This is an optimization exercise on Yosys and OpenROAD, whose aim is small area, not a production implementation.
Function was checked by simulation only, so behaviour that the tests miss may differ from the original.
Not every run is shown, and edits may drop behaviour that the tests do not exercise.
Power and IR drop assume default switching activity.

==> flow/design.v <==
module Fifo #(
    parameter WIDTH      = 8,  
    parameter LOG2_DEPTH = 4   
)
(
    input clk,                        
    input rst,                        
    input write,                      
    input read,                       
    input [WIDTH-1:0] dataIn,         
    output wire [WIDTH-1:0] dataOut,  
    output reg dataPresent,           
    output wire halfFull,             
    output wire full                  
);
reg [WIDTH-1:0] memory[2**LOG2_DEPTH-1:0];
reg [LOG2_DEPTH-1:0] pointer;
wire zero;
integer i;
always @(posedge clk) begin
    if (write) begin
        memory[0] <= dataIn;
        for (i=1; i<(2**LOG2_DEPTH); i=i+1) begin
            memory[i] <= memory[i-1];
        end
    end
end
assign dataOut = memory[pointer];
always @(posedge clk) begin
    if (rst) begin
        pointer <= 'd0;
        dataPresent <= 1'b0;
    end
    else begin
        dataPresent <= write 
                     | (dataPresent & ~zero)
                     | (dataPresent &  zero & ~read);
        case ({read, write})
            2'b00 : pointer <= pointer;
            2'b01 : pointer <= (!full && dataPresent) ? pointer + 2'd1 : pointer;
            2'b10 : pointer <= (!zero)  ? pointer - 2'd1 : pointer;
            2'b11 : pointer <= pointer;
        endcase
    end
end
assign zero = ~|pointer;
assign halfFull = pointer[LOG2_DEPTH-1];  
assign full = &pointer;
endmodule
module Rx8b10b #(
    parameter FILL_WORD_RD0 = 10'b0011111010,  
    parameter FILL_WORD_RD1 = 10'b1100000101,  
    parameter FILL_WORD_FLIP = 1'b1,           
    parameter CLK_RATE = 8,                    
    parameter LOG2_DEPTH = 4                   
)
(
    input clk,            
    input rst,            
    input rxEnable,       
    input rx,             
    input readStrobe,     
    output dataPresent,   
    output halfFull,      
    output full,          
    output errorDetect,   
    output [7:0] dataOut  
);
parameter integer CLK_COUNT_WIDTH = $clog2(CLK_RATE-1);
localparam CLK_COUNT_INIT = CLK_RATE-1;
localparam CLK_COUNT_CAPTURE = (CLK_RATE>>1);
localparam RX_DELAY_LEN = CLK_RATE*2;
wire rxClk;
reg [RX_DELAY_LEN-1:0] rxDelay;
reg [CLK_COUNT_WIDTH-1:0] rxClkCount;
reg [7:0] decodedData;
reg [1:10] shiftData;
reg [3:0] inCounter;
reg shiftDone;
reg locked;
reg writeStrobe;
reg rxD1;
reg error5b6b;
reg error3b4b;
if (LOG2_DEPTH > 0) begin
    Fifo #(
        .WIDTH(8),               
        .LOG2_DEPTH(LOG2_DEPTH)  
    )
    txFifo
    (
        .clk(clk),                  
        .rst(rst),                  
        .write(writeStrobe),        
        .read(readStrobe),          
        .dataIn(decodedData),       
        .dataOut(dataOut),          
        .dataPresent(dataPresent),  
        .halfFull(halfFull),        
        .full(full)                 
    );
end
else begin
    assign dataOut = decodedData;
end
assign rxClk = (rxClkCount == CLK_COUNT_CAPTURE);
always @(posedge clk) begin
    rxD1 <= rx;
    if (rst) begin
        rxD1       <= 1'b0;
        rxClkCount <= 'd0;
    end
    else if ((rx ^ rxD1) || (rxClkCount == 'd0)) begin
        rxClkCount <= CLK_COUNT_INIT;
    end
    else begin
        rxClkCount <= rxClkCount - 2'd1;
    end
end
always @(posedge clk) begin
    rxDelay <= (rxDelay << 1) | rx;
    if (rxClk) begin
        shiftData <= {shiftData[2:10], rxDelay[RX_DELAY_LEN-1]};
    end
    if (rst) begin
        rxDelay   <= 'd0;
        shiftData <= 'd0;
    end
    if (rst) begin
        inCounter <= 'd0;
        shiftDone <= 1'b0;
        locked    <= 1'b0;
    end
    else if (rxEnable && ~locked 
        && ((shiftData == FILL_WORD_RD1) || (shiftData == FILL_WORD_RD0)))
    begin
        inCounter <= 'd0;
        shiftDone <= 1'b0;
        locked    <= 1'b1;
    end
    else if (rxEnable && locked && rxClk) begin
        inCounter <= inCounter + 2'd1;
        shiftDone <= 1'b0;
    end
    else if ((inCounter == 'd10)
        && !((shiftData == FILL_WORD_RD1) || (shiftData == FILL_WORD_RD0)))
    begin
        inCounter <= 'd0;
        shiftDone <= 1'b1;
    end
    else if (inCounter == 'd10) begin
        inCounter <= 'd0;
    end
    else if (~rxEnable) begin
        inCounter <= 'd0;
        shiftDone <= 1'b0;
        locked    <= 1'b0;
    end
    else begin
        inCounter <= inCounter;
        shiftDone <= 1'b0;
    end
end
assign errorDetect = error5b6b | error3b4b;
always @(posedge clk) begin
    if (rst) begin
        error5b6b <= 1'b0;
        error3b4b <= 1'b0;
        decodedData <= 'd0;
        writeStrobe <= 1'b0;
    end
    else begin
        if (shiftDone) begin
            writeStrobe <= 1'b1;
            error5b6b <= 1'b0;
            error3b4b <= 1'b0;
            case (shiftData[1:6])
                6'b100111 : decodedData[4:0] <= 5'b00000;
                6'b011000 : decodedData[4:0] <= 5'b00000;
                6'b011101 : decodedData[4:0] <= 5'b00001;
                6'b100010 : decodedData[4:0] <= 5'b00001;
                6'b101101 : decodedData[4:0] <= 5'b00010;
                6'b010010 : decodedData[4:0] <= 5'b00010;
                6'b110001 : decodedData[4:0] <= 5'b00011;
                6'b110101 : decodedData[4:0] <= 5'b00100;
                6'b001010 : decodedData[4:0] <= 5'b00100;
                6'b101001 : decodedData[4:0] <= 5'b00101;
                6'b011001 : decodedData[4:0] <= 5'b00110;
                6'b111000 : decodedData[4:0] <= 5'b00111;
                6'b000111 : decodedData[4:0] <= 5'b00111;
                6'b111001 : decodedData[4:0] <= 5'b01000;
                6'b000110 : decodedData[4:0] <= 5'b01000;
                6'b100101 : decodedData[4:0] <= 5'b01001;
                6'b010101 : decodedData[4:0] <= 5'b01010;
                6'b110100 : decodedData[4:0] <= 5'b01011;
                6'b001101 : decodedData[4:0] <= 5'b01100;
                6'b101100 : decodedData[4:0] <= 5'b01101;
                6'b011100 : decodedData[4:0] <= 5'b01110;
                6'b010111 : decodedData[4:0] <= 5'b01111;
                6'b101000 : decodedData[4:0] <= 5'b01111;
                6'b011011 : decodedData[4:0] <= 5'b10000;
                6'b100100 : decodedData[4:0] <= 5'b10000;
                6'b100011 : decodedData[4:0] <= 5'b10001;
                6'b010011 : decodedData[4:0] <= 5'b10010;
                6'b110010 : decodedData[4:0] <= 5'b10011;
                6'b001011 : decodedData[4:0] <= 5'b10100;
                6'b101010 : decodedData[4:0] <= 5'b10101;
                6'b011010 : decodedData[4:0] <= 5'b10110;
                6'b111010 : decodedData[4:0] <= 5'b10111;
                6'b000101 : decodedData[4:0] <= 5'b10111;
                6'b110011 : decodedData[4:0] <= 5'b11000;
                6'b001100 : decodedData[4:0] <= 5'b11000;
                6'b100110 : decodedData[4:0] <= 5'b11001;
                6'b010110 : decodedData[4:0] <= 5'b11010;
                6'b110110 : decodedData[4:0] <= 5'b11011;
                6'b001001 : decodedData[4:0] <= 5'b11011;
                6'b001110 : decodedData[4:0] <= 5'b11100;
                6'b101110 : decodedData[4:0] <= 5'b11101;
                6'b010001 : decodedData[4:0] <= 5'b11101;
                6'b011110 : decodedData[4:0] <= 5'b11110;
                6'b100001 : decodedData[4:0] <= 5'b11110;
                6'b101011 : decodedData[4:0] <= 5'b11111;
                6'b010100 : decodedData[4:0] <= 5'b11111;
                default   : begin decodedData[4:0] <= 5'b00000; error5b6b <= 1'b1; end
            endcase
            case (shiftData[7:10])
                4'b1011 : decodedData[7:5] <= 3'b000;
                4'b0100 : decodedData[7:5] <= 3'b000;
                4'b1001 : decodedData[7:5] <= 3'b001;
                4'b0101 : decodedData[7:5] <= 3'b010;
                4'b1100 : decodedData[7:5] <= 3'b011;
                4'b0011 : decodedData[7:5] <= 3'b011;
                4'b1101 : decodedData[7:5] <= 3'b100;
                4'b0010 : decodedData[7:5] <= 3'b100;
                4'b1010 : decodedData[7:5] <= 3'b101;
                4'b0110 : decodedData[7:5] <= 3'b110;
                4'b0111 : decodedData[7:5] <= 3'b111;
                4'b1110 : decodedData[7:5] <= 3'b111;
                4'b1000 : decodedData[7:5] <= 3'b111;
                4'b0001 : decodedData[7:5] <= 3'b111;
                default : begin decodedData[7:5] <= 3'b000; error3b4b <= 1'b1; end
            endcase
        end
        else begin
            writeStrobe <= 1'b0;
        end
    end
end
endmodule
==> flow/run.sh <==
#!/bin/bash
# synth_recipe.tcl (not shown) runs the flow's synth.tcl, then flattens the netlist and writes it again
# the make line also repeats each setting of config.mk as NAME=value (left out here)
make -C /OpenROAD-flow-scripts/flow DESIGN_CONFIG=/design/flow/config.mk WORK_HOME=/design/flow/orfs CLKGATE_MAP_FILE= SYNTH_SCRIPT=/design/flow/synth_recipe.tcl finish
==> flow/config.mk <==
export PLATFORM = sky130hd
export DESIGN_NAME = Rx8b10b
export DESIGN_NICKNAME = Rx8b10b
export VERILOG_FILES = /design/flow/design.v
export SDC_FILE = /design/flow/constraint.sdc
export NUM_CORES = 4
export LEC_CHECK = 0
export CAP_MARGIN = 20
export CORE_MARGIN = 2
export CORE_UTILIZATION = 40
export SLEW_MARGIN = 20
==> flow/constraint.sdc <==
create_clock -name core_clock -period 5.0 [get_ports {clk}]
set_input_delay 1.0000 -clock core_clock [delete_from_list [all_inputs] [get_ports {clk}]]
set_output_delay 1.0000 -clock core_clock [all_outputs]
set_load 0.01 [all_outputs]
### Placed cells, one colour a class, run 1

Scale bar: 50 um.
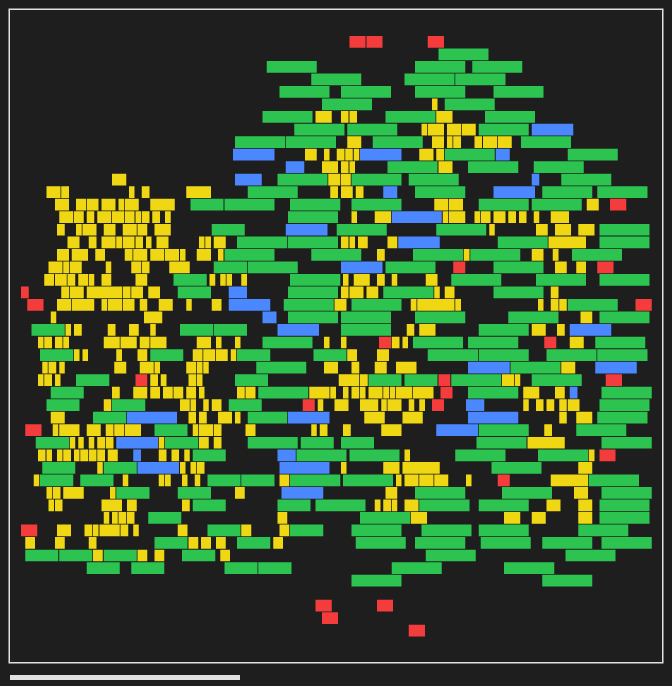
Green stands for registers, cells 179, share of their area 59%. Yellow stands for remaining logic cells, cells 379, share of their area 30%. Blue stands for clock drivers and dummy loads, cells 32, share of their area 7.9%. Red stands for remaining buffers and delay cells, cells 25, share of their area 2.7%.

### M1 wires, run 1

Supply wires on this layer in grey. Cells faint in the background.
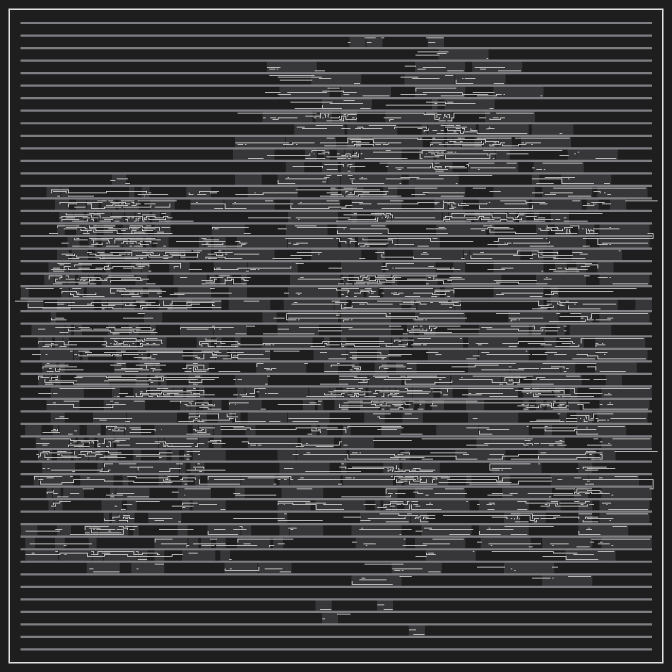
The wires run mostly horizontal. 582 nets have wire on it. The longest straight run is 39.6 um.

### Where the registers sit, run 1

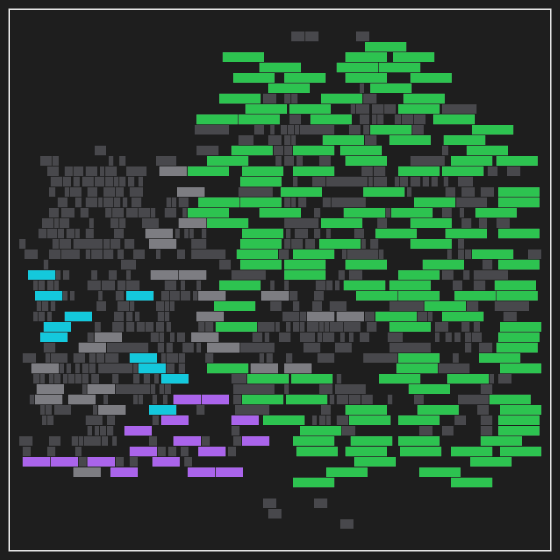
Green stands for `genblk1.txFifo.memory`, placed flops 128. Cyan stands for `shiftData`, placed flops 10, where left middle. Purple stands for `rxDelay`, placed flops 16.
Another 25 sequential cells are not coloured.

-- run 1: worst register-to-register path, delay by kind of cell, from the launching register on --
family           cells  cell delay, ns
flip-flops           1            0.75
AND/OR/NAND/NOR      3            0.73
AO/OA/AOI/OAI        2            0.57
-- run 1: layout by cell type (no fill, tap or decap), types with 9 or more instances in the layout --
cell type	count
a21oi_1	37
a221oi_1	11
a222oi_1	12
a22o_1	10
a22oi_1	13
buf_4	9
clkbuf_16	17
clkdlybuf4s50_1	15
dfxtp_1	50
edfxtp_1	128
ha_1	11
inv_1	12
nand2_1	59
nand3_1	14
nor2_1	40
nor2b_1	25
o21ai_0	23
-- run 1: how the worst max path moves through the flow --
| stage | startpoint | cells past startpoint | to | slack [ns] |
|---|---|---|---|---|
| final | genblk1.txFifo.pointer[0] | 7 | dataOut[1] | 0.50 |
| after global placement | genblk1.txFifo.pointer[0] | 7 | dataOut[1] | 1.07 |
| after floorplan | writeStrobe | 5 | genblk1.txFifo.pointer[0] | 0.58 |
| after global routing | genblk1.txFifo.pointer[0] | 7 | dataOut[1] | 0.33 |
| after CTS | genblk1.txFifo.pointer[0] | 7 | dataOut[1] | 0.49 |
| after detailed placement | genblk1.txFifo.pointer[0] | 7 | dataOut[1] | 0.95 |
-- run 1: cell families (layout without fill, tap and decap cells) --
group,Yosys count,in the layout
flip-flops,179,179
AND/OR/NAND/NOR,177,177
AO/OA/AOI/OAI,153,153
buffers and inverters,59,70
multiplexers,15,15
adder cells (fa/ha/maj),11,11
XOR/XNOR,10,10
-- run 1: per-stage QoR --
stage / cell area (um^2) / hold WS [ns] / util
6_report: 8494 / 0.4373 / 0.4556
5_1_grt: 8494 / 0.4550 / 0.4556
4_1_cts: 8494 / 0.4370 / 0.4556
3_5_place_dp: 7846 / 0.4204 / 0.4209
3_3_place_gp: 7846 / 0.4186 / 0.4209
2_1_floorplan: 7567 / 0.4083 / -
-- run 1: final cells by class --
class                   count  area [um^2]
repair buffers             25        222.7
clock buffers              17        425.4
inverters                  13        48.80
fillers                  1696        10150
clock inverters            15        222.7
well taps                 234        292.8
multi-input cells         366         2414
flip-flops and latches    179         4868
-- run 1: per-layer routing --
metal  GRT usage  up-vias
li1            -     2275
met1      0.2054     2330
met2      0.2440      146
met3     0.03780       21
met4     0.04526        0
met5           0        -
-- run 1: report_power, final --
group	switching, mW	internal (mW)
clock network	0.591	0.854
logic	0.227	0.181
registers	0.0166	1.58
==> impl_metrics.py, run 1 <==
metrics = {
    "route": {
        "wl_per_cell_um": 17.15,
        "vias": 4772,
        "wl_met2_um": 6948,
        "vias_per_cell": 5.621,
        "routed_wl_um": 14560,
        "m1WireLength_um": 6783,
        "ant_nets": 0,
        "routed.top_layer": "met4",
        "drtPass1Iterations": 5,
        "wl_met3_um": 647,
        "route.detailed.drc": 0,
        "drt_iter0_markers": 450,
    },
    "sta": {
        "final-hold-violation-count": 0,
        "setup_violations": 0,
        "setup-tns-final_ns": 0,
        "worst_slew_pin_slew_ns": 0.8977,
        "relSlewSlack": 0.4015,
        "period_share": 0.9007,
        "report.final.slew_viol_count": 0,
        "rsz0062_at_grt": "no",
        "clock_skew_ns": 0.01452,
        "post-route-min-period_ns": 4.503,
        "layout_setup_ws_ns": 0.4966,
        "fmax_ghz": 0.2221,
    },
    "setup_path": {
        "crit_path_start_kind": "flip-flop",
        "r2r_start": "shiftData[2]",
        "cp.required_ns": 4.00,
        "r2r_slack_ns": 2.82,
        "endpoint_kind": "output port",
        "cp_slowest_cell": "ha_1",
        "critPathMaxStageDelay_ns": 0.75,
        "reg2regPathDepth": 5,
        "cp.arrival_ns": 3.50,
        "crit_type": "reg2out",
        "worstReg2RegEnd": "inCounter[0]",
        "cp_cell_sequence": "inv_1 -> ha_1 -> buf_4 -> a22oi_1 -> mux4_2 -> a31oi_1 -> clkdlybuf4s50_1",
        "crit_path_max_fanout": 20,
        "path_buf_inv": 3,
        "critPathTopFamily": "buffers and inverters",
    },
    "clocking": {
        "cts_setup_buffers": 0,
        "cts_tree": "yes",
        "clockBufferDepth": 2,
        "cts.sinks": 179,
        "cts_hold_buf": 0,
        "tritoncts.num_buffers": 17,
        "path_clk_slew_ns": 0.06,
        "cts-root-buf": "clkbuf_16",
        "cts_resized": 0,
        "clock_latency_ns": 0.43,
        "htreeDepth": 4,
    },
    "power_and_ir_drop": {
        "peakVddDrop_mv": 0.2299,
        "finalPower_mw": 3.447,
        "p_leak_nw": 2.666,
        "p_per_area_mw_per_mm2": 405.7,
    },
    "synth": {
        "synthAdderAreaFrac": 0.01819,
        "syn_area_mm2": 0.007567,
        "yosysMostFrequentCell": "edfxtp_1",
        "yosys.area_share.simple": 0.1154,
        "synth_largest_area_cell": "edfxtp_1",
        "synthFlopType": "edfxtp_1",
        "synth_cell_type_count": 66,
        "ys_warn_count": 3,
        "synth_async_sr_flop_share": 0,
        "synth_common_cells": "128 x edfxtp_1, 59 x nand2_1, 51 x dfxtp_1",
        "syn-num-nets": 620,
        "synth_mux_area_frac": 0.02910,
        "syn_inst": 604,
        "synth_compound_area_frac": 0.1447,
        "yosysSeqAreaShare": 0.6429,
        "yosys.area_share.xor_xnor": 0.01157,
        "postSynthAreaPerCell_um2": 12.53,
        "synth_top_family_by_area": "compound AO/OA/AOI/OAI gates",
        "synth-edff-count": 128,
        "synth-seq-cells": 179,
        "ys_top_cells_by_area": "edfxtp_1 51%, dfxtp_1 13%, nand2_1 2.9%, a21oi_1 2.4%, nor2b_1 2.1%",
        "yosysTopAreaCellShare": 0.5079,
    },
    "floorplan": {
        "core_area_mm2": 0.01864,
        "dieArea_mm2": 0.02004,
        "io_pins": 17,
        "die_w_um": 141.5,
        "rows": 50,
        "die_h_um": 141.5,
        "start_util": 0.4059,
    },
    "placement": {
        "gp_congestion": 0.7871,
        "io_buffers": 16,
        "place_inst": 817,
        "place_ws_ns": 0.9501,
        "hpwl_um": 9070,
    },
    "global_route": {
        "grt_pass1_vias": 4694,
        "antenna_found_initial": 0,
        "grt_max_degree": 70,
        "grt.overflow.total": 0,
        "grt_pass1_wl_um": 24070,
        "grt_usage": 0.1519,
    },
    "final_layout": {
        "nets": 618,
        "antenna_cells": 0,
        "largest-register": "genblk1.txFifo.memory",
        "reg_top3": "genblk1.txFifo.memory x128, rxDelay x16, shiftData x10",
        "largest_reg_flops": 128,
        "area_growth_pct": 12.25,
        "drive_above_1_share": 0.09919,
        "fin_cells": 849,
    },
    "worst_hold_path": {
        "hp-class": "reg2reg",
        "min-delay-start": "decodedData[6]",
        "whs_endpoint": "genblk1.txFifo.memory[0][6]",
        "hold_path_depth": 0,
    },
    "run_status": {
        "status": "no timing/DRC/antenna violations",
    },
    "run": {
        "cap_violations": 0,
    },
}
==> run 1 -> run 2 <==
--- a/flow/design.v
+++ b/flow/design.v
@@ -15,15 +15,19 @@
 );
-reg [WIDTH-1:0] memory[2**LOG2_DEPTH-1:0];
-reg [LOG2_DEPTH-1:0] pointer;
-wire zero;
-integer i;
-always @(posedge clk) begin
-    if (write) begin
-        memory[0] <= dataIn;
-        for (i=1; i<(2**LOG2_DEPTH); i=i+1) begin
-            memory[i] <= memory[i-1];
-        end
-    end
-end
-assign dataOut = memory[pointer];
+localparam DEPTH = 2**LOG2_DEPTH;
+reg [WIDTH*DEPTH-1:0] ring;      
+reg [LOG2_DEPTH-1:0] pointer;    
+reg [LOG2_DEPTH-1:0] newest;     
+reg pending;                     
+wire zero = ~|pointer;
+wire insert = write ? (newest == 'd0) : (pending & (&newest));
+always @(posedge clk) begin
+    ring <= {ring[WIDTH*(DEPTH-1)-1:0],
+             insert ? dataIn : ring[WIDTH*DEPTH-1 -: WIDTH]};
+end
+always @(posedge clk) begin
+    newest  <= write ? newest : newest + 1'b1;
+    pending <= ~rst & (write | pending) & ~insert;
+end
+wire [LOG2_DEPTH-1:0] head = newest + pointer;
+assign dataOut = (pending & zero) ? dataIn : ring[WIDTH*head +: WIDTH];
 always @(posedge clk) begin
@@ -34,3 +38,3 @@
     else begin
-        dataPresent <= write 
+        dataPresent <= write
                      | (dataPresent & ~zero)
@@ -45,4 +49,3 @@
 end
-assign zero = ~|pointer;
-assign halfFull = pointer[LOG2_DEPTH-1];  
+assign halfFull = pointer[LOG2_DEPTH-1];
 assign full = &pointer;
--- a/flow/config.mk
+++ b/flow/config.mk
@@ -10,2 +10,3 @@
 export CORE_UTILIZATION = 40
+export CTS_BUF_LIST = sky130_fd_sc_hd__clkbuf_8
 export SLEW_MARGIN = 20
### The clock network, run 2

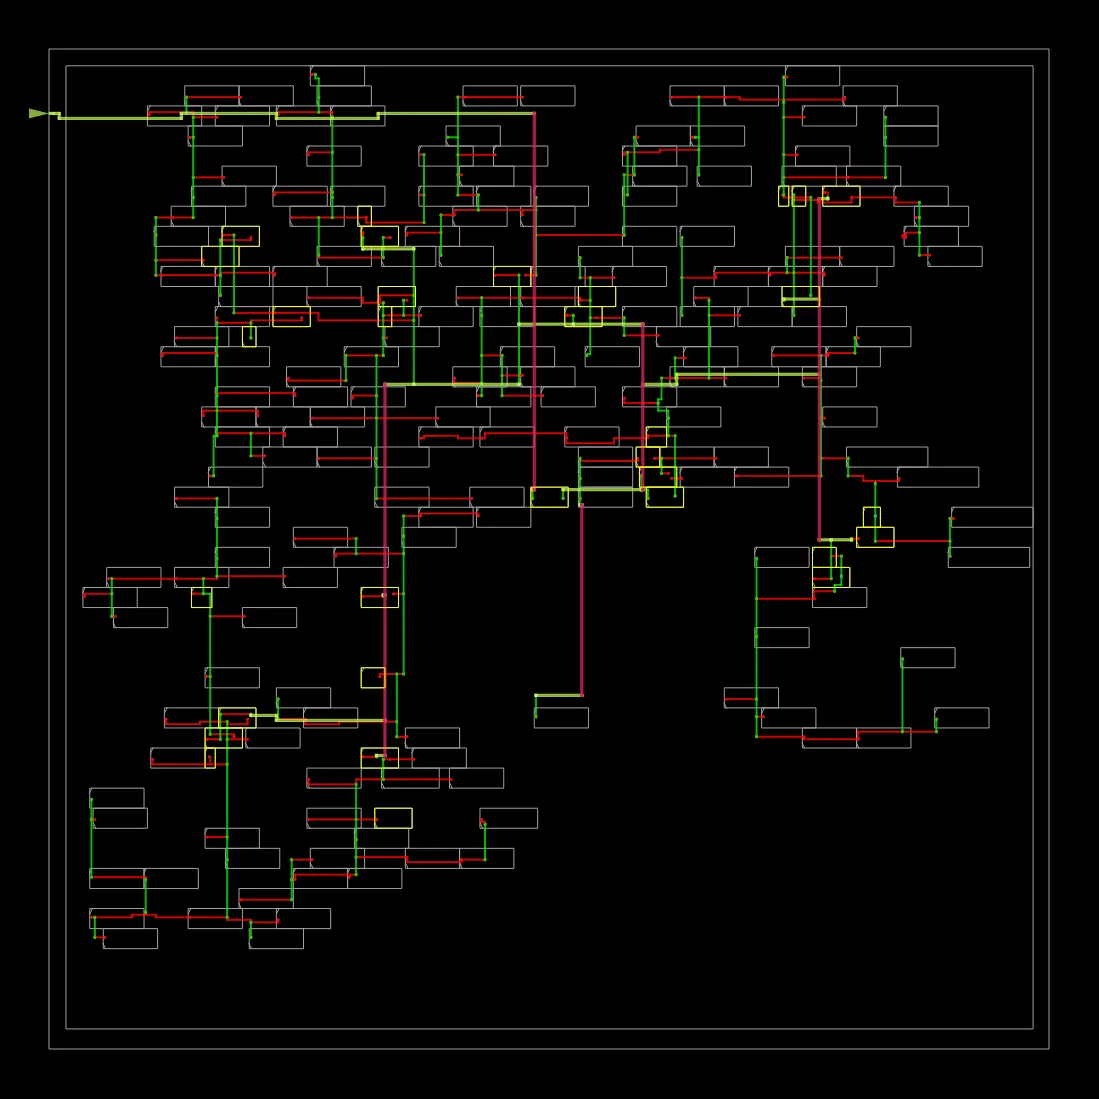
CTS buffer count: 17
final worst clock skew: 0.01130 ns
CTS sink cnt: 184
sequential cell count: 184
P_clk: 0.884 mW

### Where the registers sit, run 2

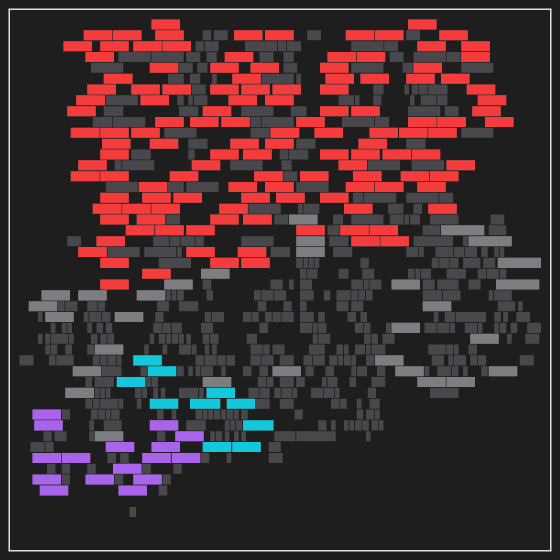
Seq area share: 0.4938
sequential power: 1.49 mW
Storage cell area: 0.003726 mm^2

==> run 2 against run 1 <==
Global-route usage fell by 0.71 points. Critical path depth grew 1. Synthesized area shrank 8.5%. Die area shrank 8.3%. Clock power shrank 39%. First-iteration DRC count is 59% lower. Clock skew fell by 0.0032 ns. Register-to-register slack got worse by 0.16 ns. Critical endpoint is now dataOut[5]. Sequential power is 6% lower. Flip-flop and latch count up 5. Via count decreased by 9.3%.
==> impl_metrics.py, run 2 <==
metrics = {
    "synth": {
        "yosysSeqAreaShare": 0.5379,
        "synth-seq-cells": 184,
        "ys_warn_count": 2,
        "synth_async_sr_flop_share": 0,
        "synth_cell_type_count": 65,
        "synthFlopType": "dfxtp_1",
        "synth-edff-count": 4,
        "syn_inst": 601,
        "synth_common_cells": "180 x dfxtp_1, 42 x nand2_1, 40 x nor2_1",
        "yosysMostFrequentCell": "dfxtp_1",
        "yosysTopAreaCellShare": 0.5205,
        "synth_largest_area_cell": "dfxtp_1",
        "ys_top_cells_by_area": "dfxtp_1 52%, mux4_2 10%, mux2i_1 2.6%, a21oi_1 2.5%, ha_1 2.3%",
        "syn_area_mm2": 0.006923,
        "syn-num-nets": 621,
        "postSynthAreaPerCell_um2": 11.52,
    },
    "route": {
        "drt_iter0_markers": 186,
        "drtPass1Iterations": 4,
        "wl_per_cell_um": 14.79,
        "vias_per_cell": 5.150,
        "ant_nets": 0,
        "route.detailed.drc": 0,
        "m1WireLength_um": 6042,
        "routed.top_layer": "met4",
        "wl_met2_um": 5834,
        "wl_met3_um": 352,
    },
    "setup_path": {
        "crit_path_max_fanout": 11,
        "cp.arrival_ns": 3.53,
        "crit_path_start_kind": "flip-flop",
        "endpoint_kind": "output port",
        "r2r_slack_ns": 2.66,
        "cp.required_ns": 4.00,
        "reg2regPathDepth": 5,
        "cp_cell_sequence": "ha_2 -> fa_1 -> xor2_4 -> buf_4 -> mux2i_1 -> a31oi_1 -> a21boi_0 -> clkdlybuf4s50_1",
        "crit_type": "reg2out",
        "cp_slowest_cell": "clkdlybuf4s50_1",
        "r2r_start": "shiftData[6]",
        "critPathTopFamily": "buffers and inverters",
        "worstReg2RegEnd": "error5b6b",
        "path_buf_inv": 2,
        "critPathMaxStageDelay_ns": 0.57,
    },
    "clocking": {
        "htreeDepth": 4,
        "cts_hold_buf": 0,
        "clock_latency_ns": 0.45,
        "cts_tree": "yes",
        "cts_resized": 0,
        "cts-root-buf": "clkbuf_8",
        "cts_setup_buffers": 0,
        "path_clk_slew_ns": 0.08,
        "clockBufferDepth": 2,
    },
    "power_and_ir_drop": {
        "pwr-share-clk": 0.334,
        "switching_power_mw": 0.6598,
        "p_int_mw": 1.987,
        "p_leak_nw": 2.751,
        "peakVddDrop_mv": 0.2097,
        "seq_power_share": 0.564,
        "p_sw_frac": 0.2492,
        "finalPower_mw": 2.647,
        "comb_power_share": 0.102,
        "p_per_area_mw_per_mm2": 350.8,
    },
    "sta": {
        "relSlewSlack": 0.3319,
        "post-route-min-period_ns": 4.529,
        "worst_slew_pin_slew_ns": 1.001,
        "final-hold-violation-count": 0,
        "setup_violations": 0,
        "fmax_ghz": 0.2208,
        "report.final.slew_viol_count": 0,
        "rsz0062_at_grt": "no",
        "setup-tns-final_ns": 0,
        "period_share": 0.9059,
    },
    "floorplan": {
        "start_util": 0.4045,
        "die_w_um": 135.6,
        "die_h_um": 135.6,
        "io_pins": 17,
        "dieArea_mm2": 0.01838,
        "core_area_mm2": 0.01712,
        "rows": 48,
    },
    "worst_hold_path": {
        "whs_endpoint": "genblk1.txFifo.ring[31]",
        "hold_path_depth": 0,
        "hp-class": "reg2reg",
        "min-delay-start": "genblk1.txFifo.ring[23]",
    },
    "run": {
        "cap_violations": 0,
    },
    "global_route": {
        "antenna_found_initial": 0,
        "grt_use_met3": 0.03404,
        "grt_pass1_wl_um": 21030,
        "grt_usage": 0.1448,
        "grt_pass1_vias": 4225,
        "use_met2": 0.2242,
        "grt-busiest-layer": "met2",
        "grt.overflow.total": 0,
        "grt_max_degree": 50,
    },
    "placement": {
        "gp_congestion": 0.7475,
        "io_buffers": 16,
        "hpwl_um": 7878,
    },
    "final_layout": {
        "reg_top3": "genblk1.txFifo.ring x128, rxDelay x16, shiftData x10",
        "final_cell_mix": "178 x dfxtp_1, 42 x nand2_1, 40 x nor2_1",
        "final_common_cell": "dfxtp_1",
        "largest-register": "genblk1.txFifo.ring",
        "drive_above_1_share": 0.1463,
        "nets": 622,
        "antenna_cells": 0,
        "largest_reg_flops": 128,
        "area_growth_pct": 9.001,
    },
    "run_status": {
        "status": "no timing/DRC/antenna violations",
    },
}
### M1 wires, run 2

Supply wires on this layer in grey. Cells faint in the background.
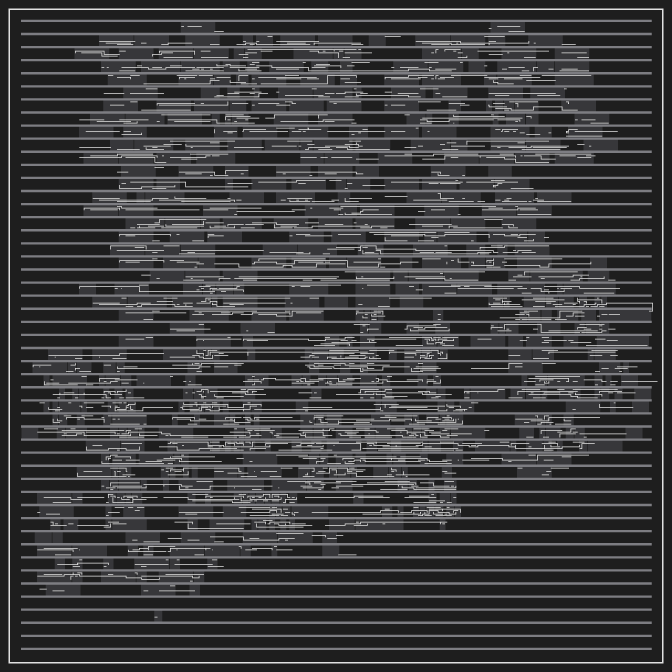
total number of vias: 4,326
wirelength, routed: 12,430 um
met1 Track Usage GR: 0.1966

==> run 2: cell types whose count changed after synthesis, moves of 12 or more <==
| cell | previous run | this run |
|---|---|---|
| a22oi_1 | 13 | 0 |
| mux2i_1 | 6 | 18 |
| a222oi_1 | 12 | 0 |
| mux4_2 | 5 | 32 |
| edfxtp_1 | 128 | 4 |
| nand2_1 | 59 | 42 |
| dfxtp_1 | 51 | 180 |
==> run 2: area by class of cell <==
class                      count  area [um^2]
timing repair buffer          22        200.2
sequential                   184         3726
inverter                      15        56.30
multi-input combinational    362         2932
clock buffer                  20        275.3
clock inverter                12        75.07
fill                        1569         9570
tap                          225        281.5
==> run 2: metrics by stage <==
stage / cell area, um^2 / utilization / std cells / worst slack (ns) / hold slack (ns)
global route: 7546 / 0.4409 / 840 / 0.2355 / 0.3517
detailed placement: 7193 / 0.4202 / 808 / 0.9465 / 0.3315
floorplan: 6923 / - / 601 / 1.710 / 0.3259
CTS: 7543 / 0.4407 / 840 / 0.4298 / 0.3438
finish: 7546 / 0.4409 / 840 / 0.4707 / 0.3480
global placement: 7193 / 0.4202 / 808 / 0.9745 / 0.3284
==> run 2: how the worst max path moves through the flow <==
stage | end | cells past startpoint | slack, ns | start
6_report | dataOut[5] | 8 | 0.47 | genblk1.txFifo.newest[0]
5_1_grt | dataOut[5] | 8 | 0.24 | genblk1.txFifo.newest[0]
4_1_cts | dataOut[3] | 8 | 0.43 | genblk1.txFifo.newest[0]
3_5_place_dp | dataOut[3] | 8 | 0.95 | genblk1.txFifo.newest[0]
3_3_place_gp | dataOut[7] | 8 | 0.97 | genblk1.txFifo.newest[0]
2_1_floorplan | dataOut[0] | 6 | 1.71 | genblk1.txFifo.newest[0]
==> run 2: cells by family after synthesis <==
kind of cell    synth area share
buf+inv                  0.03904
compound gates            0.1063
simple gates              0.1193
mux                       0.1453
flops                     0.5379
xor+xnor                 0.02295
fa+ha+maj                0.02928
==> run 2: power by group through the flow <==
stage / logic (mW) / clock network (mW) / registers (mW)
finish: 0.270 / 0.884 / 1.49
global route: 0.297 / 0.961 / 1.50
CTS: 0.276 / 0.915 / 1.49
detailed placement: 0.275 / 0 / 1.53
global placement: 0.269 / 0 / 1.53
floorplan: 0.200 / 0 / 1.53
==> run 2 -> run 3 <==
--- a/flow/config.mk
+++ b/flow/config.mk
@@ -10,3 +10,2 @@
 export CORE_UTILIZATION = 40
-export CTS_BUF_LIST = sky130_fd_sc_hd__clkbuf_8
 export SLEW_MARGIN = 20
### M1 wires, run 3

Supply wires on this layer in grey. Cells faint in the background.
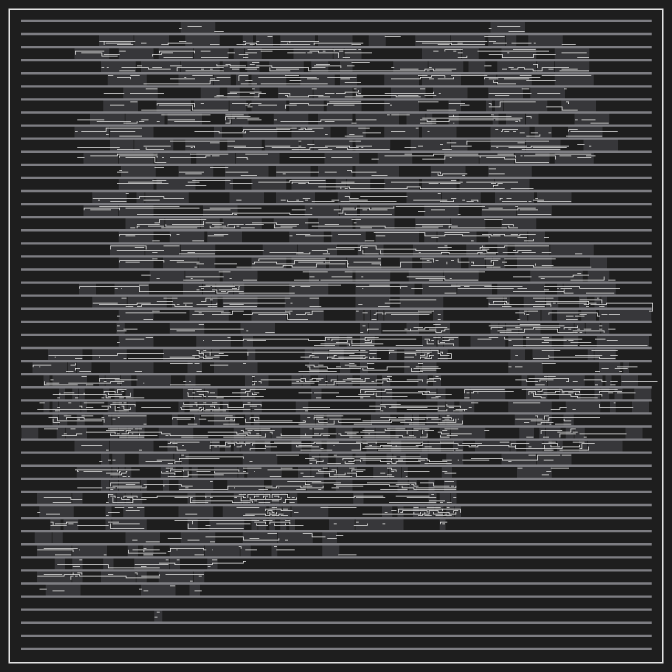
met1 Track Usage GR: 0.1990
total number of vias: 4,322
wirelength, routed: 12,490 um

### Wire density map, run 3

Scale bar: 50 um. The die is cut into 27 by 27 equal tiles; dark purple is low, yellow is high, scaled to the fullest tile. Values are wire area over tile area, all layers added.
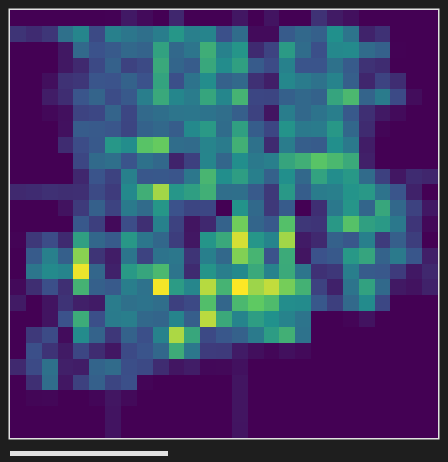
The emptiest ninth of the die: bottom right. The fullest tile reaches 0.46. 31% of the tiles are nearly empty. 13% of the tiles are over half the peak.

==> run 3 against run 2 <==
Still clean. Power increased by 13%. Flip-flop and latch count unchanged. Cell count unchanged. Worst setup slack improved by 0.025 ns. Clock power increased by 38%. Via count about the same. Design area increased by 2.5%. Synthesized area unchanged. Count of clock-buffer cells in the layout increased by 2. Routed wire length increased by 0.49%. Clock skew decreased by 0.0052 ns. Largest cell class unchanged.
==> impl_metrics.py, run 3 <==
metrics = {
    "sta": {
        "report.final.slew_viol_count": 0,
        "holdWs_ns": 0.3456,
        "rsz0062_at_grt": "no",
        "period_share": 0.9009,
        "setup-tns-final_ns": 0,
        "setup_violations": 0,
        "fmax_ghz": 0.2220,
        "worst_slew_pin_slew_ns": 0.9896,
        "post-route-min-period_ns": 4.504,
        "final-hold-violation-count": 0,
        "relSlewSlack": 0.3394,
    },
    "route": {
        "vias_per_cell": 5.145,
        "drtPass1Iterations": 4,
        "drt_iter0_markers": 253,
        "wl_per_cell_um": 14.87,
        "route.detailed.drc": 0,
        "ant_nets": 0,
    },
    "floorplan": {
        "core_area_mm2": 0.01712,
        "io_pins": 17,
        "rows": 48,
        "dieArea_mm2": 0.01838,
        "die_h_um": 135.6,
        "start_util": 0.4045,
        "die_w_um": 135.6,
    },
    "power_and_ir_drop": {
        "peakVddDrop_mv": 0.2510,
        "p_per_area_mw_per_mm2": 386.2,
        "finalPower_mw": 2.988,
        "p_leak_nw": 2.830,
    },
    "setup_path": {
        "endpoint_kind": "output port",
        "crit_path_start_kind": "flip-flop",
        "crit_path_max_fanout": 32,
        "cp.arrival_ns": 3.50,
        "crit_type": "reg2out",
        "cp.required_ns": 4.00,
        "r2r_start": "shiftData[6]",
        "critPathLaunch": "genblk1.txFifo.newest[0]",
    },
    "clocking": {
        "cts.sinks": 184,
        "cts_resized": 0,
        "htreeDepth": 4,
        "path_clk_slew_ns": 0.06,
        "clockBufferDepth": 2,
        "cts_tree": "yes",
        "cts_setup_buffers": 0,
        "cts_hold_buf": 0,
        "cts-root-buf": "clkbuf_16",
        "tritoncts.num_buffers": 17,
    },
    "synth": {
        "syn-num-nets": 621,
        "syn_inst": 601,
        "synth_cell_type_count": 65,
        "yosys.area_share.simple": 0.1193,
        "yosys.area_share.xor_xnor": 0.02295,
        "synth-edff-count": 4,
        "yosysTopAreaCellShare": 0.5205,
        "yosysSeqAreaShare": 0.5379,
        "synthAdderAreaFrac": 0.02928,
        "ys_warn_count": 2,
        "syn_area_mm2": 0.006923,
        "synth_top_family_by_area": "multiplexers",
        "synth_compound_area_frac": 0.1063,
        "synth_largest_area_cell": "dfxtp_1",
        "synth_common_cells": "180 x dfxtp_1, 42 x nand2_1, 40 x nor2_1",
        "synthFlopType": "dfxtp_1",
        "yosysMostFrequentCell": "dfxtp_1",
        "postSynthAreaPerCell_um2": 11.52,
        "synth_async_sr_flop_share": 0,
        "ys_top_cells_by_area": "dfxtp_1 52%, mux4_2 10%, mux2i_1 2.6%, a21oi_1 2.5%, ha_1 2.3%",
        "synth_mux_area_frac": 0.1453,
        "synth-seq-cells": 184,
    },
    "placement": {
        "gp_congestion": 0.7475,
        "io_buffers": 16,
        "place_inst": 808,
        "hpwl_um": 7878,
    },
    "final_layout": {
        "nets": 622,
        "final_cell_mix": "178 x dfxtp_1, 42 x nand2_1, 40 x nor2_1",
        "reg_top3": "genblk1.txFifo.ring x128, rxDelay x16, shiftData x10",
        "antenna_cells": 0,
        "largest-register": "genblk1.txFifo.ring",
        "final_common_cell": "dfxtp_1",
        "fin_cells": 840,
        "fin_util": 0.4520,
        "fill_cells": 1549,
        "drive_above_1_share": 0.1463,
        "area_growth_pct": 11.77,
        "largest_reg_flops": 128,
    },
    "run": {
        "cap_violations": 0,
    },
    "global_route": {
        "grt_usage": 0.1491,
        "antenna_found_initial": 0,
        "grt_pass1_vias": 4274,
        "grt.overflow.total": 0,
        "grt_pass1_wl_um": 21370,
        "grt_max_degree": 50,
    },
    "worst_hold_path": {
        "min-delay-start": "genblk1.txFifo.ring[54]",
        "hp-class": "reg2reg",
    },
    "run_status": {
        "status": "no timing/DRC/antenna violations",
    },
}
### The clock network, run 3

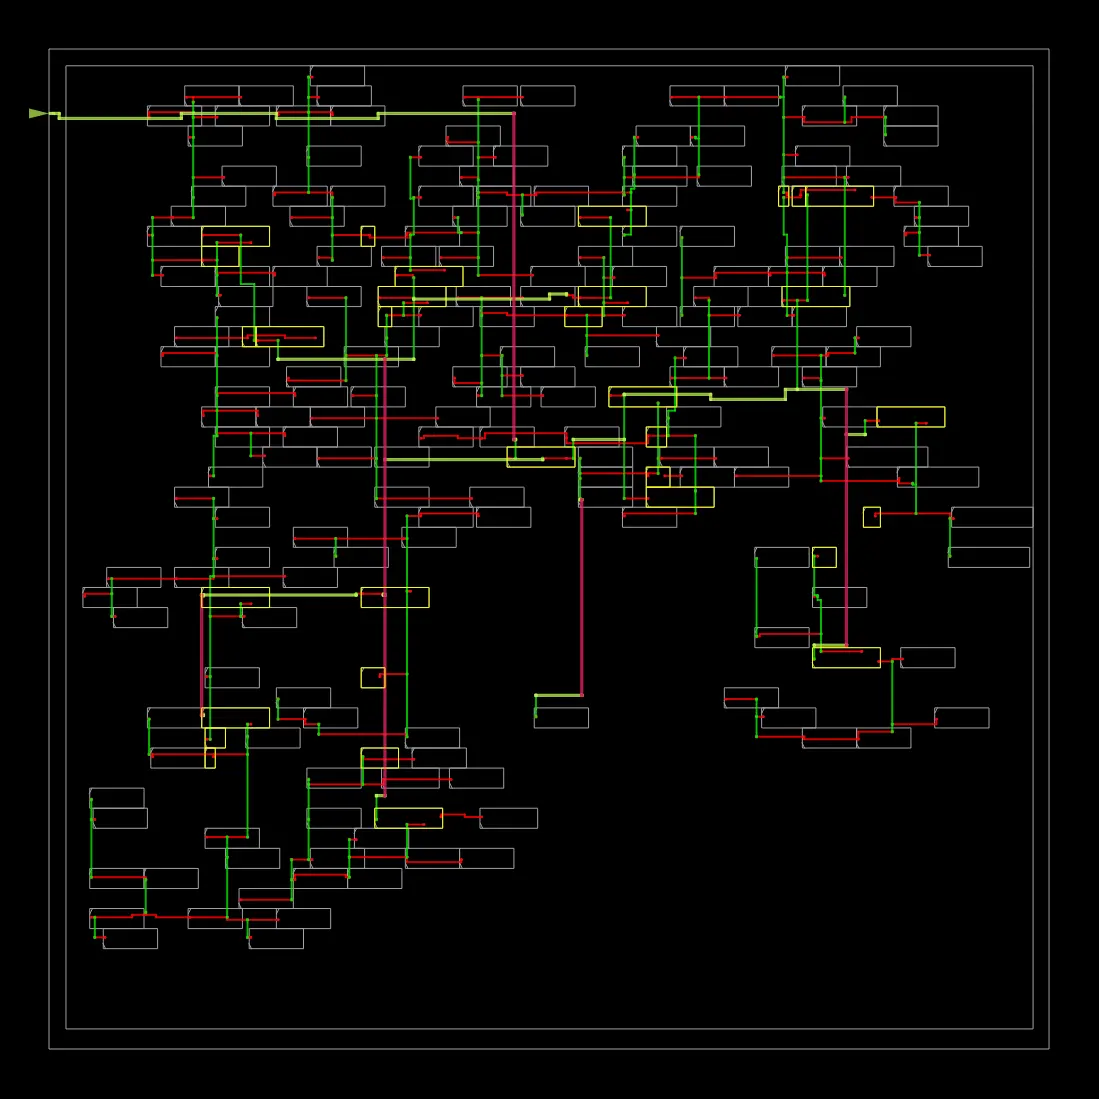
clock buffers: 22
final worst clock skew: 0.006116 ns
Clock Latency Late Sink: 0.43 ns
P_clk: 1.22 mW

-- run 3: kinds of logic after synthesis --
family	count (synthesis)
muxes	59
buffers and inverters	55
and+or+nand+nor	161
xor gates and xnor gates	16
adders and majority gates	15
AOI/OAI and AO/OA	111
DFF	184
-- run 3: worst paths after layout --
| path | end | slack (ns) | cells past startpoint |
|---|---|---|---|
| max | dataOut[3] | 0.50 | 8 |
| max reg2reg | error5b6b | 2.68 | 5 |
| min | genblk1.txFifo.ring[62] | 0.35 | 0 |
| min reg2reg | genblk1.txFifo.ring[62] | 0.35 | 0 |
-- run 3: area by class of cell --
class	count	area (um^2)	share of cell area
tap	225	281.5	0.03638
clock buffer	22	474.2	0.06129
inverter	15	56.30	0.007277
clock inverter	10	67.56	0.008732
timing repair buffer	22	200.2	0.02587
sequential	184	3726	0.4816
multi-input combinational	362	2932	0.3789
-- run 3: per-stage QoR --
step / worst slack [ns] / cell area, um^2
3_5_place_dp: 0.9465 / 7193
5_1_grt: 0.2688 / 7737
6_report: 0.4956 / 7737
2_1_floorplan: 1.710 / 6923
3_3_place_gp: 0.9745 / 7193
4_1_cts: 0.4610 / 7735
-- run 3: where the power goes --
group | total, mW | switching [mW] | internal, mW
Combinational | 0.269 | 0.141 | 0.129
Sequential | 1.49 | 0.0147 | 1.48
Clock | 1.22 | 0.549 | 0.676
-- run 3: layer usage --
metal  track usage  vias up  part of all wire
met5             0        -                 0
met4       0.05787        0             0.014
met3       0.04190       13             0.028
met2        0.2304       54              0.47
met1        0.1990     2101              0.48
li1              -     2154                 -
-- run 3: critical path, stage by stage (launching register included) --
cell and delay, ns:
edfxtp_1 0.45, ha_2 0.24, fa_1 0.54, buf_4 0.40
mux4_2 0.29, mux2i_1 0.07, and3_1 0.20, a211oi_1 0.27
clkdlybuf4s50_1 0.60
==> run 3 -> run 4 <==
--- a/flow/config.mk
+++ b/flow/config.mk
@@ -10,2 +10,3 @@
 export CORE_UTILIZATION = 40
+export CTS_BUF_LIST = sky130_fd_sc_hd__clkbuf_4 sky130_fd_sc_hd__clkbuf_8
 export SLEW_MARGIN = 20
### The clock network, run 4

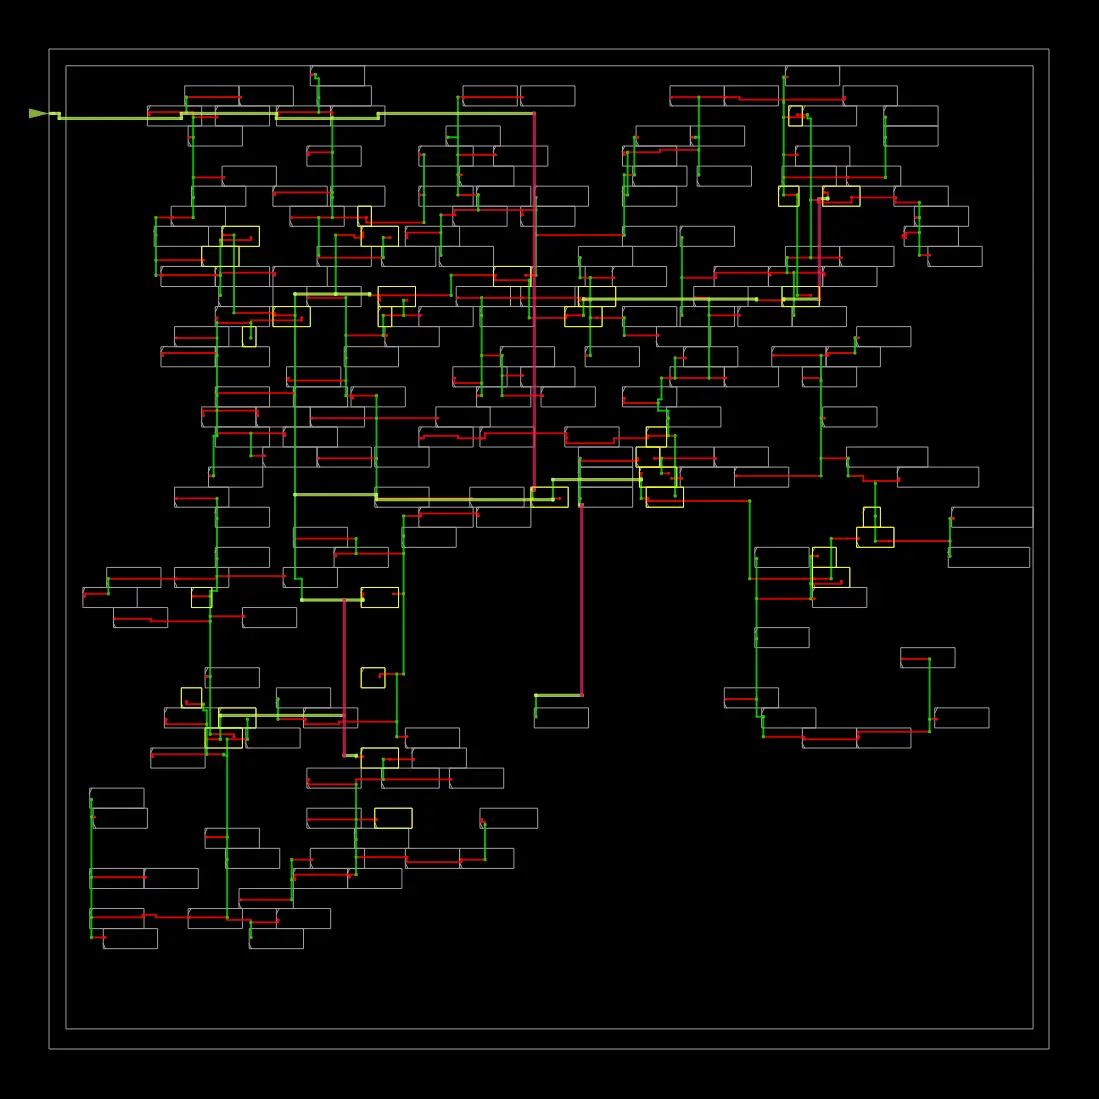
P_clk: 0.896 mW
final worst clock skew: 0.01510 ns
Clock Latency Late Sink: 0.45 ns

### M1 wires, run 4

Supply wires on this layer in grey. Cells faint in the background.
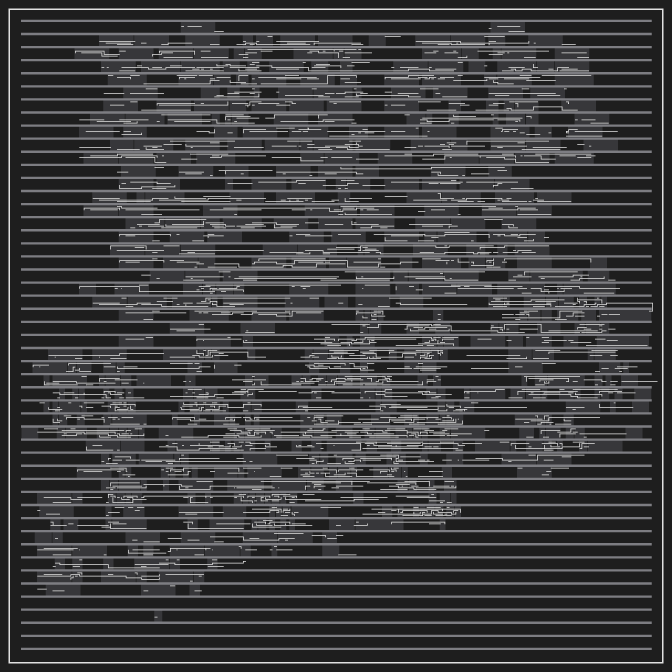
met1 Track Usage GR: 0.1964
wirelength, routed: 12,400 um
total number of vias: 4,303

==> run 4 against run 3 <==
Flip-flop and latch count did not move. Synthesized cell count did not move. Power fell by 11%. Die area did not move. Cell count did not move. Design area fell by 2.4%. Critical path type unchanged. Largest power group unchanged. Highest routed layer unchanged.
==> impl_metrics.py, run 4 <==
metrics = {
    "placement": {
        "hpwl_um": 7878,
        "place_ws_ns": 0.9465,
        "gp_congestion": 0.7475,
        "io_buffers": 16,
    },
    "final_layout": {
        "reg_top3": "genblk1.txFifo.ring x128, rxDelay x16, shiftData x10",
        "nets": 622,
        "final_cell_mix": "178 x dfxtp_1, 42 x nand2_1, 40 x nor2_1",
        "drive_above_1_share": 0.1496,
        "antenna_cells": 0,
        "postLayoutCellArea_mm2": 0.007553,
        "fin_util": 0.4413,
        "final_common_cell": "dfxtp_1",
    },
    "floorplan": {
        "die_w_um": 135.6,
        "io_pins": 17,
        "core_area_mm2": 0.01712,
        "dieArea_mm2": 0.01838,
        "die_h_um": 135.6,
    },
    "clocking": {
        "cts_setup_buffers": 0,
        "cts.sinks": 184,
        "clockBufferDepth": 2,
        "path_clk_slew_ns": 0.09,
        "cts_resized": 0,
        "cts_tree": "yes",
    },
    "setup_path": {
        "cp.required_ns": 4.00,
        "r2r_slack_ns": 2.67,
        "crit_path_max_fanout": 32,
        "crit_path_start_kind": "flip-flop",
        "r2r_start": "shiftData[6]",
        "worstReg2RegEnd": "error5b6b",
        "cp.arrival_ns": 3.52,
        "reg2regPathDepth": 5,
    },
    "synth": {
        "syn_area_mm2": 0.006923,
        "syn_inst": 601,
        "ys_warn_count": 2,
        "synth_mux_area_frac": 0.1453,
        "synthFlopType": "dfxtp_1",
        "synth_common_cells": "180 x dfxtp_1, 42 x nand2_1, 40 x nor2_1",
        "synth-edff-count": 4,
        "yosys.area_share.simple": 0.1193,
        "synth_async_sr_flop_share": 0,
        "ys_top_cells_by_area": "dfxtp_1 52%, mux4_2 10%, mux2i_1 2.6%, a21oi_1 2.5%, ha_1 2.3%",
        "synth_cell_type_count": 65,
        "synthAdderAreaFrac": 0.02928,
        "yosysSeqAreaShare": 0.5379,
    },
    "route": {
        "m1WireLength_um": 6081,
        "wl_met3_um": 410,
        "wl_met2_um": 5793,
        "routed.top_layer": "met4",
    },
    "run": {
        "cap_violations": 0,
    },
    "worst_hold_path": {
        "hold_path_depth": 0,
        "whs_endpoint": "genblk1.txFifo.ring[92]",
    },
    "run_status": {
        "status": "no timing/DRC/antenna violations",
    },
    "sta": {
        "rsz0062_at_grt": "no",
        "final-hold-violation-count": 0,
        "post-route-min-period_ns": 4.525,
        "period_share": 0.9050,
        "fmax_ghz": 0.2210,
        "worst_slew_pin_slew_ns": 0.9894,
        "report.final.slew_viol_count": 0,
        "layout_setup_ws_ns": 0.4752,
    },
    "global_route": {
        "grt_max_degree": 50,
        "antenna_found_initial": 0,
    },
    "power_and_ir_drop": {
        "p_per_area_mw_per_mm2": 352.0,
        "p_sw_frac": 0.2467,
    },
}
### Wire density map, run 4

Scale bar: 50 um. The die is cut into 27 by 27 equal tiles; dark purple is low, yellow is high, scaled to the fullest tile. Values are wire area over tile area, all layers added.
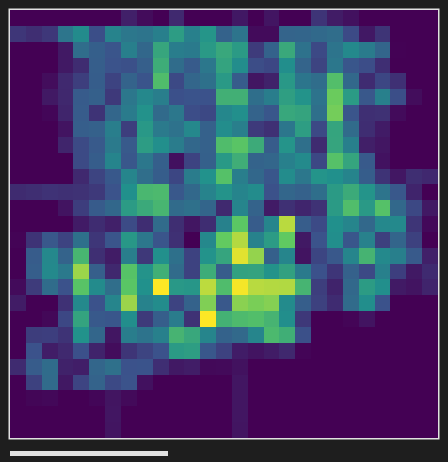
The densest ninth of the die: middle. The mean over all tiles is 0.10. 14% of the tiles are over half the peak.

==> run 4: cell counts after synthesis <==
Identical to the previous run, type by type.
==> run 4: cell families (layout without fill, tap and decap cells) <==
logic type / after synthesis / after routing
xor gates and xnor gates: 16 / 16
buffers and inverters: 55 / 69
and+or+nand+nor: 161 / 161
muxes: 59 / 59
AOI/OAI and AO/OA: 111 / 111
DFF: 184 / 184
adders and majority gates: 15 / 15
==> run 4: metrics by stage <==
step	hold slack (ns)	instances	total power [mW]
2_1_floorplan	0.3259	601	1.726
3_3_place_gp	0.3284	808	1.797
3_5_place_dp	0.3315	808	1.803
4_1_cts	0.3438	840	2.702
5_1_grt	0.3517	840	2.770
6_report	0.3466	840	2.659
==> run 4: area by class of cell <==
type | count | area (um^2)
Clock inverter | 10 | 67.56
Inverter | 15 | 56.30
Tap cell | 225 | 281.5
Sequential cell | 184 | 3726
Timing Repair Buffer | 22 | 200.2
Fill cell | 1571 | 9563
Multi-Input combinational cell | 362 | 2932
Clock buffer | 22 | 290.3
==> run 4: worst max-delay path by stage <==
stage / startpoint / to / slack, ns / cells past startpoint
final: genblk1.txFifo.newest[0] / dataOut[3] / 0.48 / 8
after floorplan: genblk1.txFifo.newest[0] / dataOut[0] / 1.71 / 6
after global placement: genblk1.txFifo.newest[0] / dataOut[7] / 0.97 / 8
after detailed placement: genblk1.txFifo.newest[0] / dataOut[3] / 0.95 / 8
after global routing: genblk1.txFifo.newest[0] / dataOut[5] / 0.24 / 8
after CTS: genblk1.txFifo.newest[0] / dataOut[3] / 0.43 / 8
==> run 4: critical path, stage by stage, from the launching register on <==
cell and delay, ns:
edfxtp_1 0.46, ha_2 0.24, fa_1 0.54, buf_4 0.41
mux4_2 0.29, mux2i_1 0.07, and3_1 0.20, a211oi_1 0.27
clkdlybuf4s50_1 0.60
==> run 4: metal layers <==
| layer | track usage | vias to the layer above |
|---|---|---|
| met5 | 0 | - |
| met4 | 0.05729 | 0 |
| met3 | 0.03404 | 11 |
| met2 | 0.2250 | 61 |
| met1 | 0.1964 | 2086 |
| li1 | - | 2145 |
==> run 4: power groups by stage <==
stage | combinational (mW) | clock [mW] | sequential (mW)
detailed placement | 0.275 | 0 | 1.53
CTS | 0.276 | 0.932 | 1.49
floorplan | 0.200 | 0 | 1.53
global placement | 0.269 | 0 | 1.53
finish | 0.269 | 0.896 | 1.49
global route | 0.297 | 0.977 | 1.50

[re-timing with driven ports]
Ports are ideal in the flow. The routed layouts listed here were re-timed in OpenROAD.
Step 1, drivers: a clkbuf_16 drives clk and a buf_2 each remaining input, both assumed.
Step 2 adds t to the input delays and takes it off the output delays; t is the mean of the earliest and latest rising clock arrival at the registers after step 1. Input paths then give back, and output paths get back, about the clock's delay inside the block.
Slacks: ideal ports / drivers / drivers and shift; pairs: ideal ports / drivers.
run | t (ns) | setup WS [ns] | slew at the worst register clock pin (ns) | pins driven straight from the clock port
run 1 | 0.465 | 0.497 / 0.459 / 0.923 | 0.07 / 0.07 | 1
run 2 | 0.484 | 0.471 / 0.432 / 0.917 | 0.09 / 0.09 | 1
run 3 | 0.465 | 0.496 / 0.453 / 0.918 | 0.07 / 0.07 | 1
run 4 | 0.476 | 0.475 / 0.437 / 0.912 | 0.09 / 0.09 | 1
After both steps setup and hold are still met in every run listed.
